This is an optimization exercise on Yosys and OpenROAD, whose aim is small area, not a production implementation.
Function was checked by simulation only, so behaviour that the tests miss may differ from the original.

==> flow/design.v <==
module rgb_to_yiq (
    input wire clk,
    input wire rst_n,
    input wire en,                
    input wire [7:0] r,
    input wire [7:0] g,
    input wire [7:0] b,
    output reg [7:0] y,
    output reg [7:0] i,
    output reg [7:0] q
);
localparam signed [15:0] Y_R = 16'sd77;    
localparam signed [15:0] Y_G = 16'sd150;   
localparam signed [15:0] Y_B = 16'sd29;    
localparam signed [15:0] I_R = 16'sd153;   
localparam signed [15:0] I_G = -16'sd70;   
localparam signed [15:0] I_B = -16'sd82;   
localparam signed [15:0] Q_R = 16'sd54;    
localparam signed [15:0] Q_G = -16'sd134;  
localparam signed [15:0] Q_B = 16'sd80;    
reg signed [23:0] y_calc;
reg signed [23:0] i_calc;
reg signed [23:0] q_calc;
reg signed [15:0] r_ext;
reg signed [15:0] g_ext;
reg signed [15:0] b_ext;
always @(posedge clk or negedge rst_n) begin
    if (!rst_n) begin
        r_ext <= 16'd0;
        g_ext <= 16'd0;
        b_ext <= 16'd0;
    end else if (en) begin
        r_ext <= {8'd0, r};
        g_ext <= {8'd0, g};
        b_ext <= {8'd0, b};
    end
end
always @(posedge clk or negedge rst_n) begin
    if (!rst_n) begin
        y_calc <= 24'd0;
        i_calc <= 24'd0;
        q_calc <= 24'd0;
    end else if (en) begin
        y_calc <= (Y_R * r_ext) + (Y_G * g_ext) + (Y_B * b_ext);
        i_calc <= (I_R * r_ext) + (I_G * g_ext) + (I_B * b_ext);
        q_calc <= (Q_R * r_ext) + (Q_G * g_ext) + (Q_B * b_ext);
    end
end
always @(posedge clk or negedge rst_n) begin
    if (!rst_n) begin
        y <= 8'd0;
        i <= 8'd0;
        q <= 8'd0;
    end else if (en) begin
        if (y_calc[23:8] > 16'd255)
            y <= 8'd255;
        else if (y_calc[23])
            y <= 8'd0;
        else
            y <= y_calc[15:8];
        if ($signed(i_calc[23:8]) > 16'sd127)
            i <= 8'd255;
        else if ($signed(i_calc[23:8]) < -16'sd128)
            i <= 8'd0;
        else
            i <= i_calc[15:8] + 8'd128;
        if ($signed(q_calc[23:8]) > 16'sd127)
            q <= 8'd255;
        else if ($signed(q_calc[23:8]) < -16'sd128)
            q <= 8'd0;
        else
            q <= q_calc[15:8] + 8'd128;
    end
end
endmodule
module ntsc_timing_gen (
    input wire pix_en,            
    input wire clk_master,        
    input wire rst_n,
    input wire hsync_in,          
    input wire vsync_in,          
    output reg hsync_out,         
    output reg vsync_out,         
    output reg sync_out           
);
localparam H_TOTAL = 228;         
localparam H_SYNC_START = 0;
localparam H_SYNC_END = 17;       
localparam H_BACK_PORCH = 37;     
localparam H_ACTIVE_START = 37;
localparam H_ACTIVE_END = 225;    
localparam V_TOTAL = 525;         
localparam V_SYNC_START = 0;
localparam V_SYNC_END = 3;        
localparam V_BACK_PORCH = 20;     
localparam V_ACTIVE_START = 20;
localparam V_ACTIVE_END = 506;    
reg [7:0] h_count;     
reg [9:0] v_count;     
always @(posedge clk_master or negedge rst_n) begin
    if (!rst_n) begin
        h_count <= 8'd0;
    end else if (pix_en) begin
        if (h_count >= H_TOTAL - 1) begin
            h_count <= 8'd0;
        end else begin
            h_count <= h_count + 8'd1;
        end
    end
end
always @(posedge clk_master or negedge rst_n) begin
    if (!rst_n) begin
        v_count <= 10'd0;
    end else if (pix_en) begin
        if (h_count == H_TOTAL - 1) begin
            if (v_count >= V_TOTAL - 1) begin
                v_count <= 10'd0;
            end else begin
                v_count <= v_count + 10'd1;
            end
        end
    end
end
always @(posedge clk_master or negedge rst_n) begin
    if (!rst_n) begin
        hsync_out <= 1'b0;
        vsync_out <= 1'b0;
        sync_out <= 1'b0;
    end else if (pix_en) begin
        hsync_out <= (h_count >= H_SYNC_START) && (h_count < H_SYNC_END);
        vsync_out <= (v_count >= V_SYNC_START) && (v_count < V_SYNC_END);
        sync_out <= hsync_out | vsync_out;
    end
end
endmodule
module chroma_modulator (
    input wire clk_master,        
    input wire rst_n,
    input wire [7:0] i,           
    input wire [7:0] q,           
    input wire hsync,             
    output reg [7:0] chroma_out   
);
reg [2:0] phase;
reg [7:0] sin_val;
reg [7:0] cos_val;
always @(posedge clk_master or negedge rst_n) begin
    if (!rst_n) begin
        phase <= 3'd0;
    end else begin
        if (hsync) begin
            phase <= 3'd0;   
        end else begin
            if (phase >= 3'd5) begin
                phase <= 3'd0;
            end else begin
                phase <= phase + 3'd1;
            end
        end
    end
end
always @(*) begin
    case (phase)
        3'd0: begin
            cos_val = 8'd127;   
            sin_val = 8'd0;     
        end
        3'd1: begin
            cos_val = 8'd64;    
            sin_val = 8'd110;   
        end
        3'd2: begin
            cos_val = -8'd64;   
            sin_val = 8'd110;   
        end
        3'd3: begin
            cos_val = -8'd127;  
            sin_val = 8'd0;     
        end
        3'd4: begin
            cos_val = -8'd64;   
            sin_val = -8'd110;  
        end
        3'd5: begin
            cos_val = 8'd64;    
            sin_val = -8'd110;  
        end
        default: begin
            cos_val = 8'd0;
            sin_val = 8'd0;
        end
    endcase
end
reg signed [15:0] i_signed;
reg signed [15:0] q_signed;
reg signed [23:0] i_cos;
reg signed [23:0] q_sin;
reg signed [23:0] chroma_sum;
always @(posedge clk_master or negedge rst_n) begin
    if (!rst_n) begin
        i_signed <= 16'd0;
        q_signed <= 16'd0;
        i_cos <= 24'd0;
        q_sin <= 24'd0;
        chroma_sum <= 24'd0;
        chroma_out <= 8'd128;  
    end else begin
        i_signed <= $signed({8'd0, i}) - 16'sd128;
        q_signed <= $signed({8'd0, q}) - 16'sd128;
        i_cos <= i_signed * $signed(cos_val);
        q_sin <= q_signed * $signed(sin_val);
        chroma_sum <= i_cos + q_sin;
        if ($signed(chroma_sum[23:7]) > 17'sd127)
            chroma_out <= 8'd255;
        else if ($signed(chroma_sum[23:7]) < -17'sd128)
            chroma_out <= 8'd0;
        else
            chroma_out <= chroma_sum[14:7] + 8'd128;
    end
end
endmodule
module ntsc_video_generator (
    input wire pix_en,            
    input wire clk_master,        
    input wire rst_n,             
    input wire [7:0] video_r,
    input wire [7:0] video_g,
    input wire [7:0] video_b,
    input wire video_hsync,
    input wire video_vsync,
    input wire video_de,          
    output wire [7:0] ntsc_luma,    
    output wire [7:0] ntsc_chroma,  
    output wire ntsc_sync           
);
parameter GENERATOR_TYPE = 0;
wire [7:0] yiq_y;      
wire [7:0] yiq_i;      
wire [7:0] yiq_q;      
wire hsync_ntsc;       
wire vsync_ntsc;       
wire [7:0] chroma_modulated;  
rgb_to_yiq u_rgb_to_yiq (
    .clk(clk_master),
    .rst_n(rst_n),
    .en(pix_en),
    .r(video_r),
    .g(video_g),
    .b(video_b),
    .y(yiq_y),
    .i(yiq_i),
    .q(yiq_q)
);
ntsc_timing_gen u_timing_gen (
    .pix_en(pix_en),
    .clk_master(clk_master),
    .rst_n(rst_n),
    .hsync_in(video_hsync),
    .vsync_in(video_vsync),
    .hsync_out(hsync_ntsc),
    .vsync_out(vsync_ntsc),
    .sync_out(ntsc_sync)
);
chroma_modulator u_chroma_mod (
    .clk_master(clk_master),
    .rst_n(rst_n),
    .i(yiq_i),
    .q(yiq_q),
    .hsync(hsync_ntsc),
    .chroma_out(chroma_modulated)
);
assign ntsc_luma = yiq_y;
assign ntsc_chroma = chroma_modulated;
endmodule
==> flow/run.sh <==
#!/bin/bash
# synth_recipe.tcl (not shown) runs the flow's synth.tcl, then flattens the netlist and writes it again
# the make line also repeats each setting of config.mk as NAME=value (left out here)
make -C /OpenROAD-flow-scripts/flow DESIGN_CONFIG=/design/flow/config.mk WORK_HOME=/design/flow/orfs CLKGATE_MAP_FILE= SYNTH_SCRIPT=/design/flow/synth_recipe.tcl finish
==> flow/config.mk <==
export PLATFORM = sky130hd
export DESIGN_NAME = ntsc_video_generator
export DESIGN_NICKNAME = ntsc_video_generator
export VERILOG_FILES = /design/flow/design.v
export SDC_FILE = /design/flow/constraint.sdc
export NUM_CORES = 4
export LEC_CHECK = 0
export CAP_MARGIN = 20
export CORE_MARGIN = 2
export CORE_UTILIZATION = 40
export PLACE_DENSITY = 0.6
export SLEW_MARGIN = 20
==> flow/constraint.sdc <==
create_clock -name core_clock -period 7.0 [get_ports {clk_master}]
set_input_delay 1.4000 -clock core_clock [delete_from_list [all_inputs] [get_ports {clk_master}]]
set_output_delay 1.4000 -clock core_clock [all_outputs]
set_load 0.01 [all_outputs]
Fig. 1: placed cells, one color a class
Scale bar: 50 um.
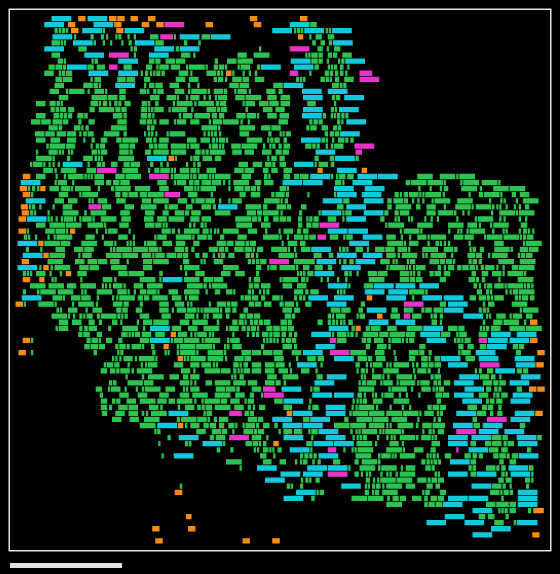
color	class	cells
orange	other buffers and delay cells	64
cyan	flops	200
green	combinational and other logic	2094
magenta	clock drivers and dummy loads	32

Fig. 2: drive-strength map
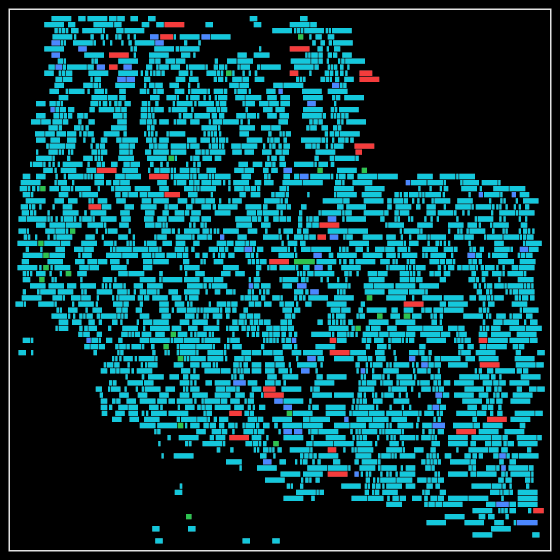
color	size	cells	share	most used
green	_3 and _4 cells	24	1.0%	buf_4
red	_6 and larger	31	1.3%	clkbuf_16
cyan	_0 and _1 cells	2282	95%	inv_1
blue	_2 cells	53	2.2%	mux2_2

Fig. 3: met3 routing
Cells faint in the background.
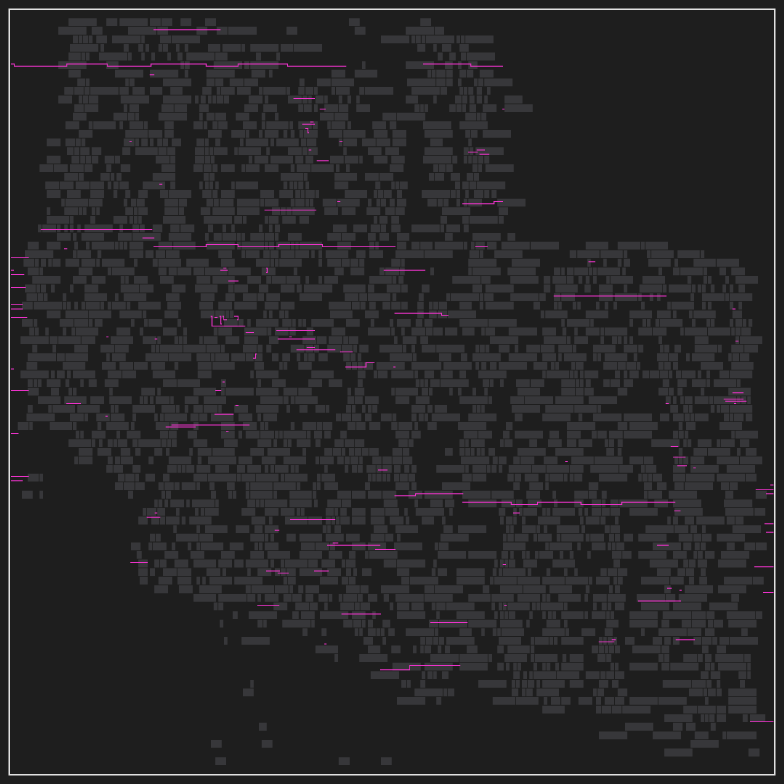
nets with wire on the layer	79
longest straight run	35.4 um

==> implementation parameters <==
Parameter                              Value

Global routing
  Global-route wire length before repair ... 81550 um
  Initial antenna violation count ... 0
  Total track usage ... 17.37%
  Global routing usage on met3 ... 2.320%
  GRT overflow ... 0
  Via count of the first global-routing pass ... 16418
  Met1 GRT Util ... 21.06%
  Met2 demand-to-capacity share in global routing ... 31.35%
  Busiest layer in global routing ... met2
  Maximum number of pins on one net before global-route repair ... 79

Synth
  Adder-Cell Fraction of Synth Area ... 42.27%
  Post-synth top flop ... dfrtp_1
  Fraction of the mapped netlist area in compound gates ... 11.20%
  Netlist cell types ... 67
  Warnings, synthesis ... 3
  Portion of netlist area occupied by mux cells ... 1.471%
  Post-Synthesis Net Count ... 2981
  Simple-gate share of the synthesized area ... 8.742%
  Cell taking the most area after synthesis ... ha_1
  Share of synthesized flip-flops with an asynchronous set or reset ... 100.0%
  Post-synthesis average cell area ... 9.749 sq um
  Cell types occupying the most area after synthesis ... ha_1 (22%), dfrtp_1 (22%), fa_1 (20%)
  Area fraction of the dominant cell type after synthesis ... 22.45%
  Cell Area, Synth ... 22630 sq um
  Number of synthesized register bits ... 200
  Synth Area in XOR/XNOR ... 5.922%
  Instance count of the mapped netlist ... 2321
  Main combinational cell family by area after synthesis ... adder cells

CTS
  Resize count post-CTS ... 0
  Total clock buffers created by CTS ... 17
  TritonCTS clock tree ... done
  Worst-skew pair later-pin latency ... 0.49 ns
  Clock-pin transition on the worst setup and hold timing paths ... 0.08 ns
  Number of clock sinks ... 200
  Number of hold buffers added after cts ... 0
  Clock Root Buffer ... clkbuf_16
  Maximum clock insertion buffer count ... 2
  H-tree depth ... 4
  Post-CTS setup-driven buffer insertion count ... 0

Die
  Number of cell rows ... 87
  Floorplan die area ... 58490 sq um
  Num ports ... 47
  Area inside the core boundary ... 56170 sq um
  Starting density of the core ... 40.29%
  Die Height ... 241.8 um

Timing
  Clock Skew ... 0.01827 ns
  Worst Slack Setup Final ... 0.5169 ns
  Setup repair after global routing missed its margin ... no
  Hold WS ... 0.3854 ns
  Hold violation count in the final report ... 0
  Sum Neg Setup Slack ... 0 ns
  Worst Tran Pin Value ... 0.9757 ns
  Relative max-transition margin ... 34.95%
  Number of max-slew violations in the final report ... 0
  Shortest clock period the worst path allows after layout ... 6.483 ns
  Max frequency ... 154.2 MHz

Drt
  Total number of vias ... 15497
  Highest Signal Layer ... met4
  Routed met3 length ... 883 um
  Metal2 WL ... 24470 um
  Number of remaining DRC errors ... 0
  Number of design-rule violations left by the first detailed-router iteration ... 617
  1st-pass router iterations ... 5
  Total routed wirelength ... 48000 um
  Routed length per instance ... 15.25 um
  Via density per instance ... 4.924
  Number of nets with antenna violations after routing ... 0
  Metal1 wirelength ... 21130 um

Worst setup path
  R2r startpoint ... u_rgb_to_yiq.g_ext[3]
  WS Path Type ... flop to flop
  Largest delay contributor family on the critical path ... adder cells
  Setup crit start kind ... flop
  Number of buffers and inverters on the critical path ... 3
  Slowest cell on crit path ... dfrtp_1
  Crit path max fanout ... 10
  Cell mode on critical path ... fa_1
  Critical Path End ... u_rgb_to_yiq.i_calc[17]
  Length in cells of the worst reg-to-reg path ... 23
  R2R setup slack ... 0.52 ns
  Cell Chain, Critical Path ... fa_1 > ha_1 > fa_1 > inv_1 > fa_1 > inv_1 > ha_1 > a21oi_1 > nor2b_1 > o21a_1 > o22ai_1 > o21ba_2 > xor2_1 > fa_1 > inv_1 > ha_1 > a21o_1 > a21o_1 > a221oi_4 > nor2_1 > a211oi_2 > xor2_1 > mux2_2
  Stage delay of the slowest cell on the critical path ... 0.68 ns
  Total stage count of the critical path ... 23

Layout
  Most used cells in the layout excluding fill and tap cells ... inv_1 (470), ha_1 (406), fa_1 (224)
  End-of-flow core utilization ... 43.93%
  Final Instance Area ... 24680 sq um
  Most common library cell in the layout ignoring fill and taps ... inv_1
  Total area of multi-input combinational cells ... 15750 sq um
  Ratio of cells with drive above 1 in the final layout ... 4.519%
  Area growth from synthesis to final layout ... 9.057%
  Number of nets in the layout ... 3037

Place
  Final weighted congestion in routability-driven placement ... 0.8539
  Total cell area at the placement stage ... 24060 sq um
  Post-placement cell count ... 3114
  Post-placement setup slack ... 0.5670 ns
  IO buf count ... 43
  Post-DP HPWL ... 40390 um

Hold path
  Beginning of the worst hold path ... u_rgb_to_yiq.q[1]
  Sink of the worst hold path ... u_chroma_mod.q_signed[1]
  Type of the tightest min-delay check ... flop to flop
  WHS Path Cells ... 0

Run status
  Run status ... complete, no violations

Run
  Max-cap viol count ... 0
[worst reg2reg max path: stages, from the launching register on]
cell	delay [ns]
dfrtp_1	0.68
fa_1	0.54
ha_1	0.37
fa_1	0.56
inv_1	0.06
fa_1	0.53
inv_1	0.05
ha_1	0.33
a21oi_1	0.23
nor2b_1	0.08
o21a_1	0.19
o22ai_1	0.19
o21ba_2	0.17
xor2_1	0.18
fa_1	0.44
inv_1	0.07
ha_1	0.27
a21o_1	0.20
a21o_1	0.21
a221oi_4	0.33
nor2_1	0.10
a211oi_2	0.26
xor2_1	0.10
mux2_2	0.26
[Yosys cell counts, drive strengths merged (15+ instances only)]
| master | number |
|---|---|
| nand3 | 21 |
| nor3 | 31 |
| inv | 470 |
| o2bb2ai | 17 |
| nor2b | 30 |
| o21ai | 87 |
| xor2 | 52 |
| ha | 406 |
| nand4 | 15 |
| nand2 | 104 |
| dfrtp | 199 |
| a21oi | 118 |
| mux2 | 26 |
| nor2 | 139 |
| and2 | 25 |
| xnor2 | 101 |
| clkbuf | 23 |
| a21o | 51 |
| fa | 224 |
[flip-flops by register name, summed over array words and instances (netlist names)]
signal	flops
u_chroma_mod.i_cos	23
u_chroma_mod.q_sin	23
u_chroma_mod.chroma_sum	17
u_rgb_to_yiq.i_calc	16
u_rgb_to_yiq.q_calc	16
u_timing_gen.v_count	10
u_rgb_to_yiq.y_calc	9
u_chroma_mod.chroma_out	8
u_chroma_mod.i_signed	8
u_chroma_mod.q_signed	8
u_rgb_to_yiq.b_ext	8
u_rgb_to_yiq.g_ext	8
u_rgb_to_yiq.i	8
u_rgb_to_yiq.q	8
u_rgb_to_yiq.r_ext	8
u_rgb_to_yiq.y	8
u_timing_gen.h_count	8
u_chroma_mod.phase	3
u_timing_gen.hsync_out	1
u_timing_gen.sync_out	1
u_timing_gen.vsync_out	1
[final cells by class]
cell class                 instances  area share (%)
antenna                            1         0.01014
clock buffer                      18           1.739
clock inverter                    14          0.7453
inverter                         471           7.164
multi-input combinational       1623           63.83
sequential                       200           20.29
tap                              756           3.833
timing repair buffer              64           2.388

-- re-timing with driven ports --
The flow's constraints put no driver on any port. The routed layout listed below was extracted and timed again, unchanged, in two steps. Step 1 (the two cells are an assumption about what drives the block):
set clk [get_ports {clk_master}]
set_driving_cell -lib_cell sky130_fd_sc_hd__clkbuf_16 $clk
set_driving_cell -lib_cell sky130_fd_sc_hd__buf_2 [delete_from_list [all_inputs] $clk]
Step 2 moves the port delays by t, midway between the first and last clock arrival at a register: inputs arrive t later, outputs are due t later. That takes back most of the time a late clock gives input paths. Slacks: no drivers / after step 1 / after step 2; pairs: no drivers / after step 1.
t (ns): 0.542
setup slack, ns: 0.517 / 0.517 / 0.517
worst setup path after step 2: register to register
After both steps setup and hold are still met in this run. For this run, drivers alone change the setup slack by 0.000 ns; drivers and shift together by 0.000 ns.
